This design comes from an exercise in tuning for small area on the open sky130 flow, not from production work. Function was checked by simulation only, so behaviour that the tests miss may differ from the original. Some runs may be left out. An edit can pass the tests and still lose a function that they never use.

## flow/design.v in outline (module list and top-level ports)
// module agc_core: 19339 lines
module agc_core(
    input wire clk,
    input wire rst,
    input wire BLKUPL_n,
    input wire BMGXM,
    input wire BMGXP,
    input wire BMGYM,
    input wire BMGYP,
    input wire BMGZM,
    input wire BMGZP,
    input wire CAURST,
    input wire CDUFAL,
    input wire CDUXM,
    input wire CDUXP,
    input wire CDUYM,
    input wire CDUYP,
    input wire CDUZM,
    input wire CDUZP,
    input wire CTLSAT,
    input wire DBLTST,
    input wire DKBSNC,
    input wire DKEND,
    input wire DKSTRT,
    input wire DOSCAL,
    input wire FLTOUT,
    input wire FREFUN,
    input wire GATEX_n,
    input wire GATEY_n,
    input wire GATEZ_n,
    input wire GCAPCL,
    input wire GUIREL,
    input wire HOLFUN,
    input wire IMUCAG,
    input wire IMUFAL,
    input wire IMUOPR,
    input wire IN3008,
    input wire IN3212,
    input wire IN3213,
    input wire IN3214,
    input wire IN3216,
    input wire IN3301,
    input wire ISSTOR,
    input wire LEMATT,
    input wire LFTOFF,
    input wire LRIN0,
    input wire LRIN1,
    input wire LRRLSC,
    input wire LVDAGD,
    input wire MAINRS,
    input wire MAMU,
    input wire MANmP,
    input wire MANmR,
    input wire MANmY,
    input wire MANpP,
    input wire MANpR,
    input wire MANpY,
    input wire MARK,
    input wire MDT01,
    input wire MDT02,
    input wire MDT03,
    input wire MDT04,
    input wire MDT05,
    input wire MDT06,
    input wire MDT07,
    input wire MDT08,
    input wire MDT09,
    input wire MDT10,
  // ...
==> flow/flow/run.sh <==
#!/bin/bash
# Own layout flow: the standard flow (standard.sh, unchanged synthesis),
# with two placement/CTS arguments changed:
#  - port buffers use the smallest buffer (buf_1) instead of the default pick;
#  - clock tree synthesis without dummy loads, with the clustering settings below.
# Every tool's output goes to flow.log here; ORFS keeps its per-step logs in orfs/logs.
set -euo pipefail
cd "$(dirname "$0")/.."
CTS="-sink_clustering_enable -repair_clock_nets -dont_use_dummy_load"
CTS="$CTS -buf_list sky130_fd_sc_hd__clkbuf_8 -sink_clustering_size 19 -sink_clustering_max_diameter 70"
bash standard.sh "CTS_ARGS=$CTS" "BUFFER_PORTS_ARGS=-buffer_cell sky130_fd_sc_hd__buf_1" finish > flow.log 2>&1
==> flow/standard.sh <==
#!/bin/bash
# synth_recipe.tcl (not shown) runs the flow's synth.tcl, then flattens the netlist and writes it again
# the make line also repeats each setting of config.mk as NAME=value (left out here)
make -C /OpenROAD-flow-scripts/flow DESIGN_CONFIG=/design/flow/config.mk WORK_HOME=/design/flow/orfs CLKGATE_MAP_FILE= SYNTH_SCRIPT=/design/flow/synth_recipe.tcl "${@:-finish}"
==> flow/config.mk <==
export PLATFORM = sky130hd
export DESIGN_NAME = agc_core
export DESIGN_NICKNAME = agc_core
export VERILOG_FILES = /design/flow/design.v
export SDC_FILE = /design/flow/constraint.sdc
export NUM_CORES = 8
export LEC_CHECK = 0
export CAP_MARGIN = 20
export CORE_MARGIN = 2
export CORE_UTILIZATION = 65
export SLEW_MARGIN = 20
==> flow/constraint.sdc <==
create_clock -name core_clock -period 10.0 [get_ports {clk}]
set_input_delay 2.0000 -clock core_clock [delete_from_list [all_inputs] [get_ports {clk}]]
set_output_delay 2.0000 -clock core_clock [all_outputs]
set_load 0.01 [all_outputs]
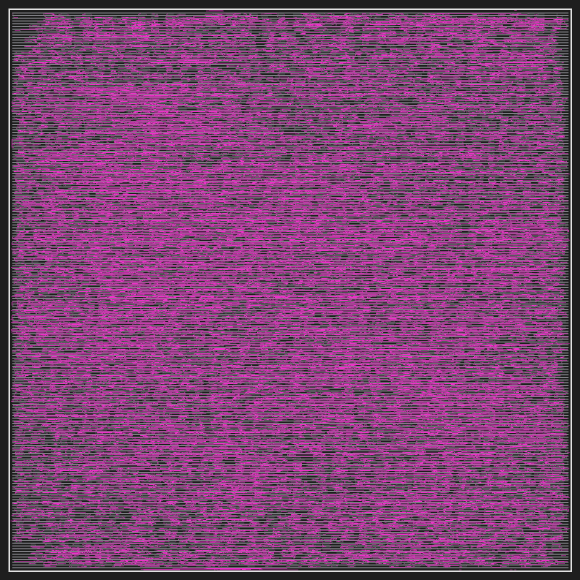
Fig. 1. Signal wires on met1 (run 1).
(1 px per um) Supply wires on this layer in grey. Cells faint in the background.
wire length on this layer: 225 mm
longest straight run: 235 um
share of all routed wire: 45%
main direction: horizontal

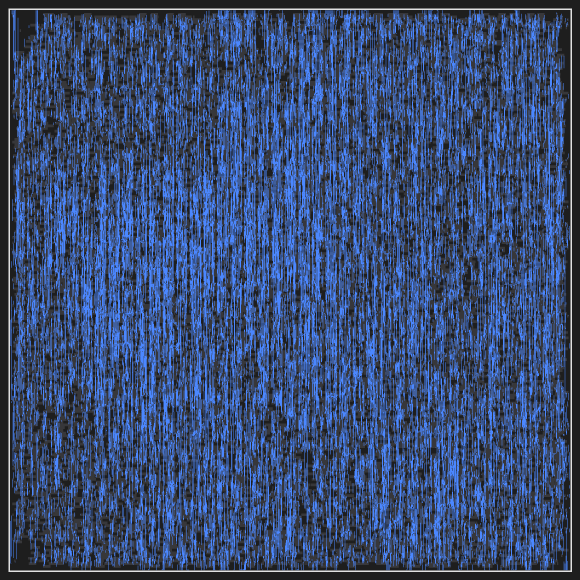
Fig. 2. Metal 2 (run 1).
(1 px per um) Cells faint in the background.
share of all routed wire: 45%
main direction: vertical
Post-Route WL: 496000 um
met2 GRT Util: 48.7%
DR vias: 116569

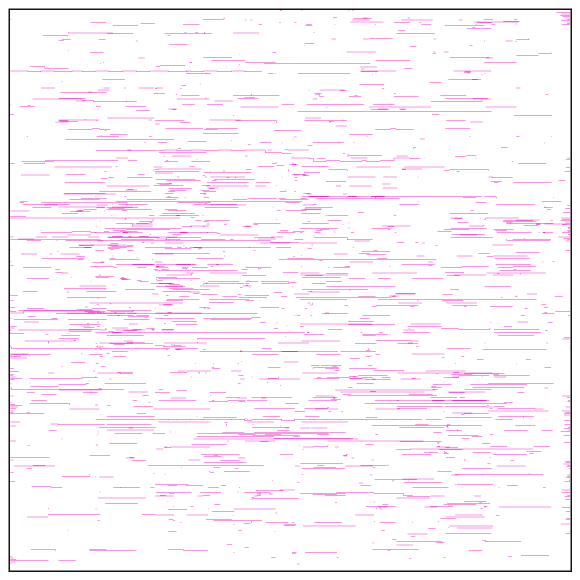
Fig. 3. M3 wires (run 1).
(1 px per um)
share of all routed wire: 5.6%
wire length on this layer: 27.9 mm

==> flow_summary.toml, run 1 <==
[floorplanning]
die_w_um = 560
rows = 204
initial_utilization_pct = 65.2
io-pin-count = 364
coreArea_um2 = 309000
die_y_um = 560
die_area_um2 = 314000

[setup_path]
crit_fanout = 17
critPathArrivalTime_ns = 3.10
rr_worst_depth = 3
endpoint_kind = "primary output"
cp.required_ns = 8.00

[finish]
area_growth_pct = 5.39
final_layout_size_suffix_gt1_share_pct = 4.39
stdcell_count = 20545
design_area_um2 = 212000
largest_reg_flops = 5

[clocking]
post-cts-setup-buffers = 0
htreeDepth = 5
clockBufferDepth = 4
cts_tree = "built"
ctsHoldBuffers = 0
clk_root_buffer_cell = "clkbuf_8"
worstSkewPairLatency_ns = 1.13
cts_buffers = 425
cts_num_sinks = 7366

[logic_synthesis]
synthCells = 16001
ys_seq_area_share_pct = 76.3
synthDistinctLibCells = 66
avgSynthCellArea_um2 = 12.6
syn-num-nets = 16187
synth_top_area_share_pct = 61.4
ys_ff_latch = 7366
synth_area_um2 = 201000
synth_most_common_cell = "dfxtp_1"
ys_warn_count = 1
async_flop_share_pct = 16.1
synth_edf_count = 0

[drt]
via_per_inst = 5.67
drc = 0
drt_iter0_markers = 9338
postRouteAntennaNets = 0
drtPass1Iterations = 6
routedWlPerCell_um = 24.1

[sta]
clock_skew_ns = 0.0530
final_max_slew_viol_count = 0
fmax_ghz = 0.196
totalNegativeSetupSlack_ns = 0
relSlewSlack_pct = 19.1
finalHoldViolations = 0
period_needed_ns = 5.10

[run_status]
status = "no timing/DRC/antenna violations"

[placed_design]
dp.cells = 20068
port_buffers = 362
dp_hpwl_um = 343000
place_area_um2 = 206000

[global_routing]
grt_usage_pct = 31.2
grt_max_degree = 162
grt_pass1_vias = 116700
antenna_found_initial = 39
grt_pass1_wl_um = 741000

[run]
drv_cap = 0

[worst_hold_path]
hold_depth = 0
hold_path.class = "flip-flop to flip-flop"
## run 1: worst max-delay path, stage by stage, from the launching register on
cell and delay [ns]:
dfstp_2 1.13, o221ai_1 0.48, buf_1 0.24
## run 1: cell type report
cell class	count	area, um2
antenna	51	128
clock buffer	425	5850
fill	22503	96400
inverter	2036	7660
multi-input combinational	6090	37600
sequential	7366	154000
tap	4120	5150
timing repair buffer	457	2230
## run 1: cell families after synthesis
family          after synthesis  synth area share, %
xor+xnor                      1              0.00435
compound gates             2375                 9.44
mux                           1              0.00497
buf+inv                    2545                 5.06
simple gates               3711                 9.22
flops                      7366                 76.3
fa+ha+maj                     2               0.0124
## run 1: routing by layer
metal  up-vias  global-route usage, %  wire length [um]
met2      2885                   48.7            225000
met3       646                   4.34             27900
met1     58742                   45.3            225000
li1      54294                      -                 -
met4         2                   10.5             18500
met5         -                      0                13
## run 1: layout by cell type (no fill, tap or decap), drive strengths merged, types with 30 or more instances in the layout
| master | count |
|---|---|
| o311ai | 127 |
| a21oi | 194 |
| a2111oi | 693 |
| nor3 | 1057 |
| or4 | 83 |
| nor2b | 634 |
| diode | 51 |
| o21ai | 139 |
| inv | 2036 |
| o211ai | 71 |
| clkbuf | 426 |
| dfrtp | 1108 |
| nor4 | 190 |
| or2 | 88 |
| dfxtp | 6177 |
| o22ai | 48 |
| nand2 | 236 |
| nand2b | 153 |
| dfstp | 81 |
| nor2 | 1160 |
| o221ai | 402 |
| nand3 | 30 |
| a221oi | 67 |
| a211oi | 520 |
| buf | 456 |
## run 1: stage by stage
stage / setup WS [ns] / utilization (%) / hold slack [ns]
floorplan: 0.751 / - / 0.321
global placement: 4.75 / 66.8 / 0.337
detailed placement: 4.69 / 66.8 / 0.338
CTS: 4.79 / 68.7 / 0.347
global route: 4.85 / 68.7 / 0.348
finish: 4.90 / 68.7 / 0.347
Fig. 4: run 1, the metal 4 layer
(1 px per um) Supply wires on this layer in grey.
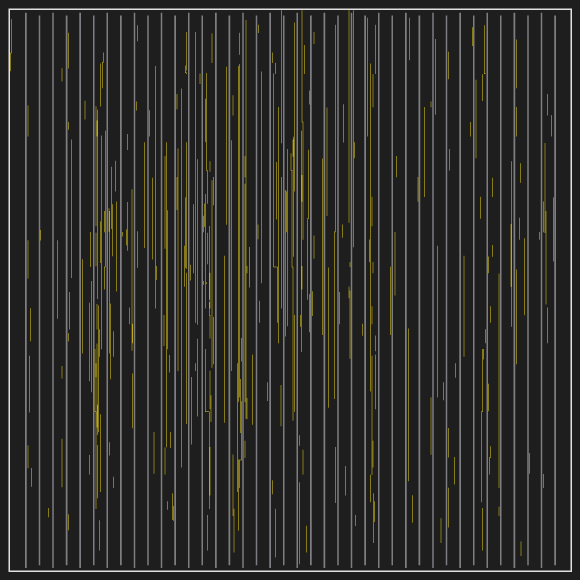

==> inputs of run 2 (changes only) <==
--- a/flow/flow/run.sh
+++ b/flow/flow/run.sh
@@ -7,5 +7,5 @@
 set -euo pipefail
 cd "$(dirname "$0")/.."
 CTS="-sink_clustering_enable -repair_clock_nets -dont_use_dummy_load"
-CTS="$CTS -buf_list sky130_fd_sc_hd__clkbuf_8 -sink_clustering_size 19 -sink_clustering_max_diameter 70"
+CTS="$CTS -buf_list sky130_fd_sc_hd__clkbuf_8 -sink_clustering_size 17 -sink_clustering_max_diameter 60"
 bash standard.sh "CTS_ARGS=$CTS" "BUFFER_PORTS_ARGS=-buffer_cell sky130_fd_sc_hd__buf_1" finish > flow.log 2>&1
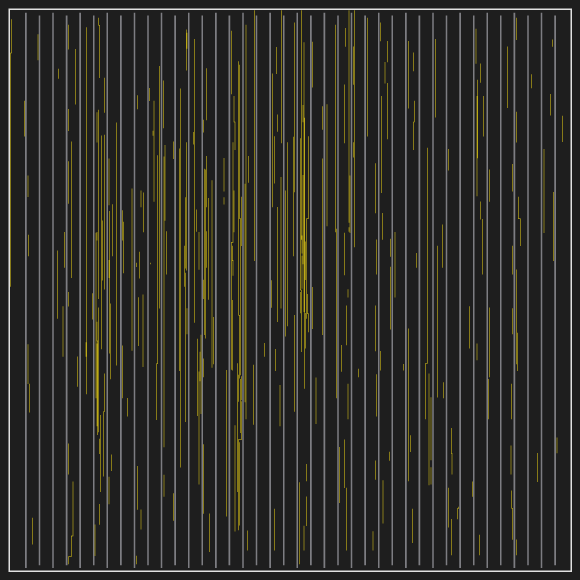
Fig. 5. The metal 4 layer (run 2).
(1 px per um) Supply wires on this layer in grey.
main direction: vertical
share of all routed wire: 3.9%
nets with wire on the layer: 141
Post-Route WL: 497000 um
DR vias: 116919

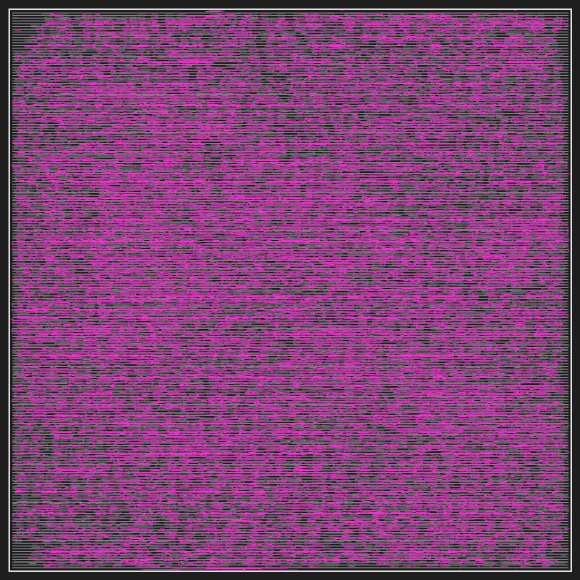
Fig. 6. Signal wires on met1 (run 2).
(1 px per um) Supply wires on this layer in grey. Cells faint in the background.
main direction: horizontal
share of all routed wire: 45%

==> run 2 against run 1 <==
Effect of this change: still clean on timing, DRC and antenna; worst hold slack lost 0.021 ns; clock skew grew 0.022 ns; non-clock buffer count is the same; cell count grew 0.20%.
==> flow_summary.toml, run 2 <==
[logic_synthesis]
synth_flop_cell = "dfxtp_1"
synthDistinctLibCells = 66
synth_area_um2 = 201000
ys_ff_latch = 7366
synth_common_cells = "dfxtp_1 (6177), inv_1 (2035), nor2_1 (1158)"
synth_area_leader_cell = "dfxtp_1"
synth_most_common_cell = "dfxtp_1"
synth_area_leaders = "dfxtp_1 (61%), dfrtp_1 (14%), inv_1 (3.8%)"
synth-compound-area-share_pct = 9.44
synthCells = 16001
ys_warn_count = 1
synth_edf_count = 0
synth_top_family_by_area = "compound AO/OA/AOI/OAI gates"
muxShareOfSynthArea_pct = 0.00497
synthAdderAreaFrac_pct = 0.0124
async_flop_share_pct = 16.1
ys_seq_area_share_pct = 76.3
syn-num-nets = 16187
avgSynthCellArea_um2 = 12.6
synth_xor_area_share_pct = 0.00435
synth_top_area_share_pct = 61.4
synthSimpleGateAreaFrac_pct = 9.22

[sta]
totalNegativeSetupSlack_ns = 0
final_max_slew_viol_count = 0
finalSetupViolCount = 0
rsz0062_at_grt = "false"
finalHoldViolations = 0
relSlewSlack_pct = 16.7
worstMarginPinSlew_ns = 1.24
hold_slack_ns = 0.325
fmax_ghz = 0.198
finalCritPeriodShare_pct = 50.4
clock_skew_ns = 0.0748
period_needed_ns = 5.04

[floorplanning]
rows = 204
initial_utilization_pct = 65.2
io-pin-count = 364
die_area_um2 = 314000
coreArea_um2 = 309000
die_y_um = 560
die_w_um = 560

[global_routing]
busiest_layer = "met2"
grt_usage_pct = 31.3
overflow = 0
grt_pass1_wl_um = 743000
use_met2_pct = 49.1
grt_pass1_vias = 117095
grt_max_degree = 162
use_met1_pct = 45.2
antenna_found_initial = 40

[drt]
routedWlPerCell_um = 24.1
via_per_inst = 5.68
postRouteAntennaNets = 0
drt_iter0_markers = 9303
drc = 0
drtPass1Iterations = 6

[clocking]
post-cts-setup-buffers = 0
clkTransAtPathRegs_ns = 0.10
htreeDepth = 5
worstSkewPairLatency_ns = 1.17
cts_buffers = 480
clk_root_buffer_cell = "clkbuf_8"
clockBufferDepth = 4
ctsHoldBuffers = 0
cts_tree = "built"
cts_num_sinks = 7366
cts_resized = 0

[run_status]
status = "no timing/DRC/antenna violations"

[run]
drv_cap = 0

[setup_path]
critPathKind = "flip-flop to primary output"
crit_cells = 2
cp_top_family = "flip-flops"
cp_num_buf_inv = 1
rr_worst_depth = 2
slowest_stage = "dfstp_2"
start_kind = "flip-flop"
crit_chain = "o221ai_1, buf_1"
endpoint_kind = "primary output"
regToRegSetupSlack_ns = 7.62
crit_fanout = 17
critPathArrivalTime_ns = 3.04
cp.required_ns = 8.00
crit_path_max_incr_delay_ns = 1.16

[finish]
final_layout_size_suffix_gt1_share_pct = 4.71
largest_reg_flops = 5
num-nets-final = 16617
final_cell_mix = "dfxtp_1 (6174), inv_1 (2035), nor2_1 (1158)"
area_growth_pct = 5.75
final_common_cell = "dfxtp_1"

[placed_design]
gp_congestion = 0.901
dp_hpwl_um = 343000
port_buffers = 362

[worst_hold_path]
hold_depth = 0
hold_path.class = "flip-flop to flip-flop"
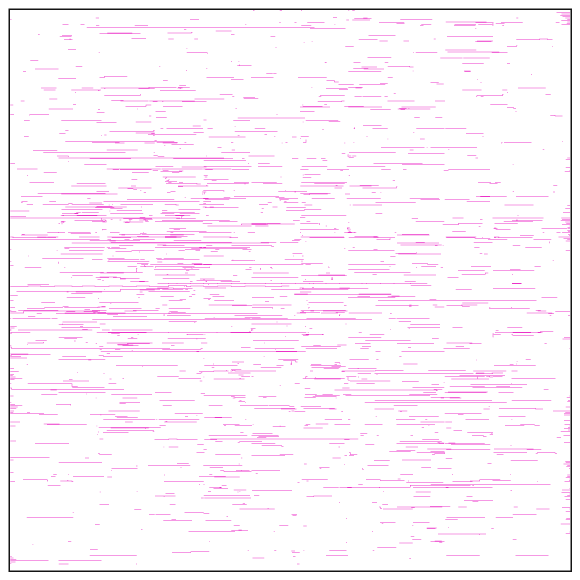
Fig. 7. M3 wires (run 2).
(1 px per um)
wire length on this layer: 26.6 mm
longest straight run: 279 um
nets with wire on the layer: 871
met3 Track Usage GR: 4.07%

==> run 2: cell count changes in the layout (fill, tap and decap cells not counted), sizes merged <==
cell and change:
clkbuf +55, diode -13
==> run 2: per-stage QoR <==
stage               setup slack (ns)  std cells  area [um2]  utilization (%)
floorplan                      0.751      16001      201000                -
global placement                4.75      20068      206000             66.8
detailed placement              4.69      20068      206000             66.8
CTS                             4.77      20548      213000             68.9
global route                    4.83      20572      213000             69.0
finish                          4.96      20587      213000             69.0
==> run 2: area by class of cell <==
class                   count  area, um2
inverters                2036       7660
multi-input cells        6090      37600
repair buffers            457       2230
clock buffers             480       6610
diodes                     38       95.1
flip-flops and latches   7366     154000
fillers                 22443      95700
well taps                4120       5150
==> run 2: worst reg2reg max path, delay by kind of cell (launching register included) <==
family	cells	cell delay, ns
and+or+nand+nor	2	1.63
DFF	1	0.56
==> run 2: layer usage <==
metal | vias up | wire length, um
met3 | 665 | 26600
met1 | 59014 | 225000
li1 | 54392 | -
met2 | 2844 | 226000
met5 | - | 30
met4 | 4 | 19200
==> run 2: kinds of logic (layout without fill, tap and decap cells) <==
kind of cell / after synthesis / in the layout
and+or+nand+nor: 3711 / 3711
other: 0 / 38
buffers and inverters: 2545 / 2973
AOI/OAI and AO/OA: 2375 / 2375
muxes: 1 / 1
adders and majority gates: 2 / 2
xor gates and xnor gates: 1 / 1
DFF: 7366 / 7366
Fig. 8: run 2, routing congestion map
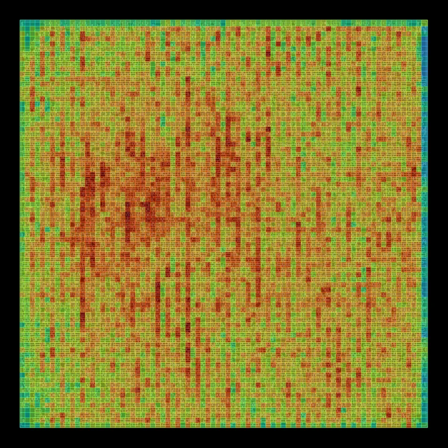

## Run 3: large edit since run 2, in outline
flow/design.v: 19341 -> 19212 lines; modules unchanged: 0
  agc_core: edited, 19339 -> 19210 lines
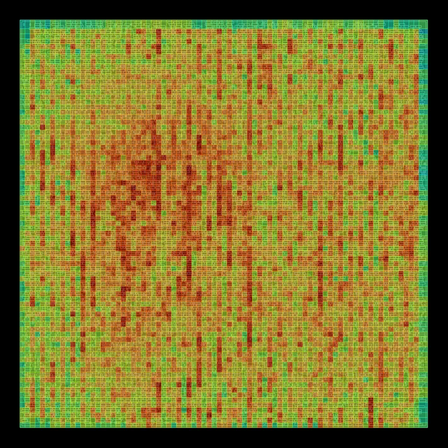
Fig. 9. Routing congestion map (run 3).
met3 Track Usage GR: 3.56%
met1 GRT Util: 45.2%
routed len/inst: 24.0 um

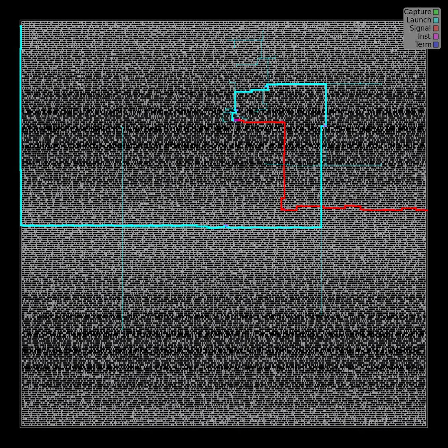
Fig. 10. Path with the least slack (run 3).
final worst path period need: 4.96 ns
Final WS setup: 5.04 ns
Util after Layout: 68.9%
setup tns final: 0 ns

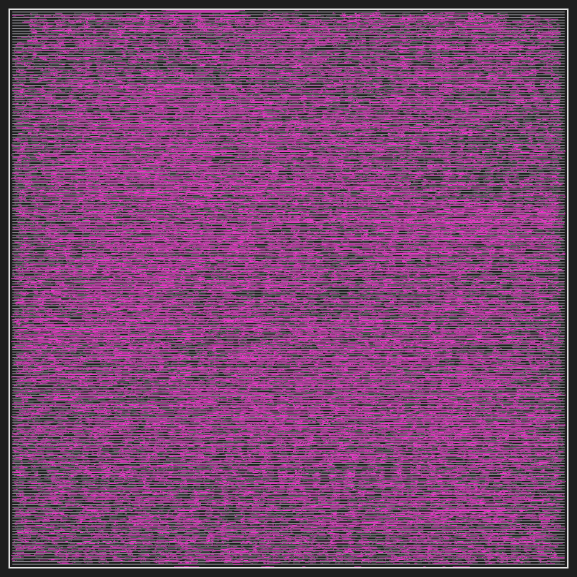
Fig. 11. Signal wires on met1 (run 3).
(1 px per um) Supply wires on this layer in grey. Cells faint in the background.
wire length on this layer: 222 mm
share of all routed wire: 45%
longest straight run: 238 um
main direction: horizontal

==> run 3 against run 2 <==
Effect of this change: clock-buffer cell count decreased by 6; highest routed layer unchanged; still clean on timing, DRC and antenna; die area decreased by 1.2%; core utilization fell by 0.13 points; largest cell class unchanged; worst setup slack better by 0.080 ns.
==> flow_summary.toml, run 3 <==
[setup_path]
crit_fanout = 2
cp.required_ns = 8.00
cp_top_family = "simple AND/OR/NAND/NOR gates"
rr_worst_depth = 3
cp_num_buf_inv = 2
crit_path_max_incr_delay_ns = 0.62
slowest_stage = "nor3_1"
endpoint_kind = "primary output"
start_kind = "flip-flop"
critPathArrivalTime_ns = 2.96
regToRegSetupSlack_ns = 7.11
crit_chain = "inv_1, nor3_1, nand3_1, buf_1"
crit_cells = 4
critPathKind = "flip-flop to primary output"

[sta]
finalCritPeriodShare_pct = 49.6
fmax_ghz = 0.201
hold_slack_ns = 0.348
clock_skew_ns = 0.0510
finalSetupViolCount = 0
finalHoldViolations = 0
worstMarginPinSlew_ns = 1.30
relSlewSlack_pct = 12.5
rsz0062_at_grt = "false"
final_max_slew_viol_count = 0

[worst_hold_path]
hold_path.class = "flip-flop to flip-flop"
hold_depth = 0

[logic_synthesis]
synth_area_leaders = "dfxtp_1 (61%), dfrtp_1 (14%), inv_1 (3.7%)"
syn-num-nets = 16080
synth_most_common_cell = "dfxtp_1"
synth_top_area_share_pct = 61.0
synthCells = 15894
ys_warn_count = 1
synth_xor_area_share_pct = 0.00441
synth_flop_cell = "dfxtp_1"
synth_area_um2 = 199000
synth_top_family_by_area = "simple AND/OR/NAND/NOR gates"
synthSimpleGateAreaFrac_pct = 9.56
synth_edf_count = 0
async_flop_share_pct = 16.4
synth_area_leader_cell = "dfxtp_1"
avgSynthCellArea_um2 = 12.5
synthDistinctLibCells = 69
muxShareOfSynthArea_pct = 0.176
ys_seq_area_share_pct = 76.0
synthAdderAreaFrac_pct = 0.0126
synth_common_cells = "dfxtp_1 (6054), inv_1 (1956), nor2_1 (1199)"
synth-compound-area-share_pct = 9.25
ys_ff_latch = 7241

[clocking]
cts_resized = 0
cts_num_sinks = 7241
htreeDepth = 5
worstSkewPairLatency_ns = 1.16
clkTransAtPathRegs_ns = 0.10
cts_tree = "built"
clk_root_buffer_cell = "clkbuf_8"
clockBufferDepth = 4
cts_buffers = 474
post-cts-setup-buffers = 0
ctsHoldBuffers = 0

[drt]
route.vias.total = 115726
drc = 0
drt_iter0_markers = 9267
wl_um = 492000
drtPass1Iterations = 5
postRouteAntennaNets = 0
via_per_inst = 5.66

[global_routing]
grt_pass1_vias = 115228
overflow = 0
grt_usage_pct = 31.4
antenna_found_initial = 47
grt_pass1_wl_um = 730000
grt_max_degree = 172

[finish]
largest_reg_flops = 5
num-nets-final = 16496
area_growth_pct = 5.67
final_layout_size_suffix_gt1_share_pct = 4.85
design_area_um2 = 210000
final_cell_mix = "dfxtp_1 (6047), inv_1 (1956), nor2_1 (1199)"
final_common_cell = "dfxtp_1"

[floorplanning]
io-pin-count = 364
initial_utilization_pct = 65.2
die_area_um2 = 310000
rows = 203
die_w_um = 557
die_y_um = 557
coreArea_um2 = 305000

[placed_design]
place_worst_setup_slack_ns = 4.57
gp_congestion = 0.883
port_buffers = 362
dp_hpwl_um = 343000
place_area_um2 = 203000

[run_status]
status = "no timing/DRC/antenna violations"

[run]
drv_cap = 0
==> run 3: changes by cell type after synthesis, moves of 25 or more <==
cell      previous run  this run
buf_2              247       221
buf_4               48        79
dfxtp_1           6177      6054
inv_1             2035      1956
mux2i_1              1        35
nand2_1            233       294
nor2_1            1158      1199
nor4_1             189       217
o211ai_1            71        96
o21ai_0            138       174
o221ai_1           402       332
==> run 3: logic make-up after synthesis <==
| kind of cell | Yosys count |
|---|---|
| AOI/OAI and AO/OA | 2332 |
| DFF | 7241 |
| buffers and inverters | 2465 |
| adders and majority gates | 2 |
| and+or+nand+nor | 3818 |
| muxes | 35 |
| xor gates and xnor gates | 1 |
==> run 3: layout make-up <==
type / instances / area, um2
timing repair buffer: 448 / 2140
tap: 4100 / 5130
multi-input combinational: 6188 / 37800
fill: 22220 / 95000
sequential: 7241 / 151000
antenna: 38 / 95.1
inverter: 1957 / 7360
clock buffer: 474 / 6520
==> run 3: layer usage <==
metal / part of all wire (%) / track usage, %
met1: 45 / 45.2
met2: 46 / 49.6
met3: 5.3 / 3.56
met4: 3.8 / 11.3
met5: 0.0057 / 0
==> run 3: per-stage QoR <==
stage / instances / util [%]
after CTS: 20407 / 68.8
after global placement: 19933 / 66.7
final: 20446 / 68.9
after floorplan: 15894 / -
after global routing: 20416 / 68.8
after detailed placement: 19933 / 66.7

separate check: timing with driven ports:
No port has a modelled driver above. Below, the same layouts with a new extraction and two added sets of constraints.
Step 1: set_driving_cell puts a clkbuf_16 on clk and a buf_2 on each other input, an assumption about the parent block.
Step 2 times the ports against the registers' clock, not the clock port: input delays grow and output delays shrink by t, the midpoint of the rising clock arrivals with the driver on.
Slacks: no drivers / after step 1 / after step 2; pairs: no drivers / after step 1.
run	t, ns	setup WS [ns]	worst hold slack (ns)	worst setup path after step 2	latest minus earliest clock arrival (ns)
run 1	1.225	4.904 / 4.790 / 4.627	0.347 / 0.347 / 0.347	input to register	0.061 / 0.062
run 2	1.225	4.955 / 4.853 / 4.661	0.325 / 0.325 / 0.325	input to register	0.090 / 0.090
run 3	1.221	5.036 / 4.934 / 4.542	0.348 / 0.348 / 0.348	input to register	0.075 / 0.075
After both steps every run listed still meets setup and hold. The setup slack of run 3, which loses most, moves by -0.102 ns with the drivers and by -0.494 ns with both steps.
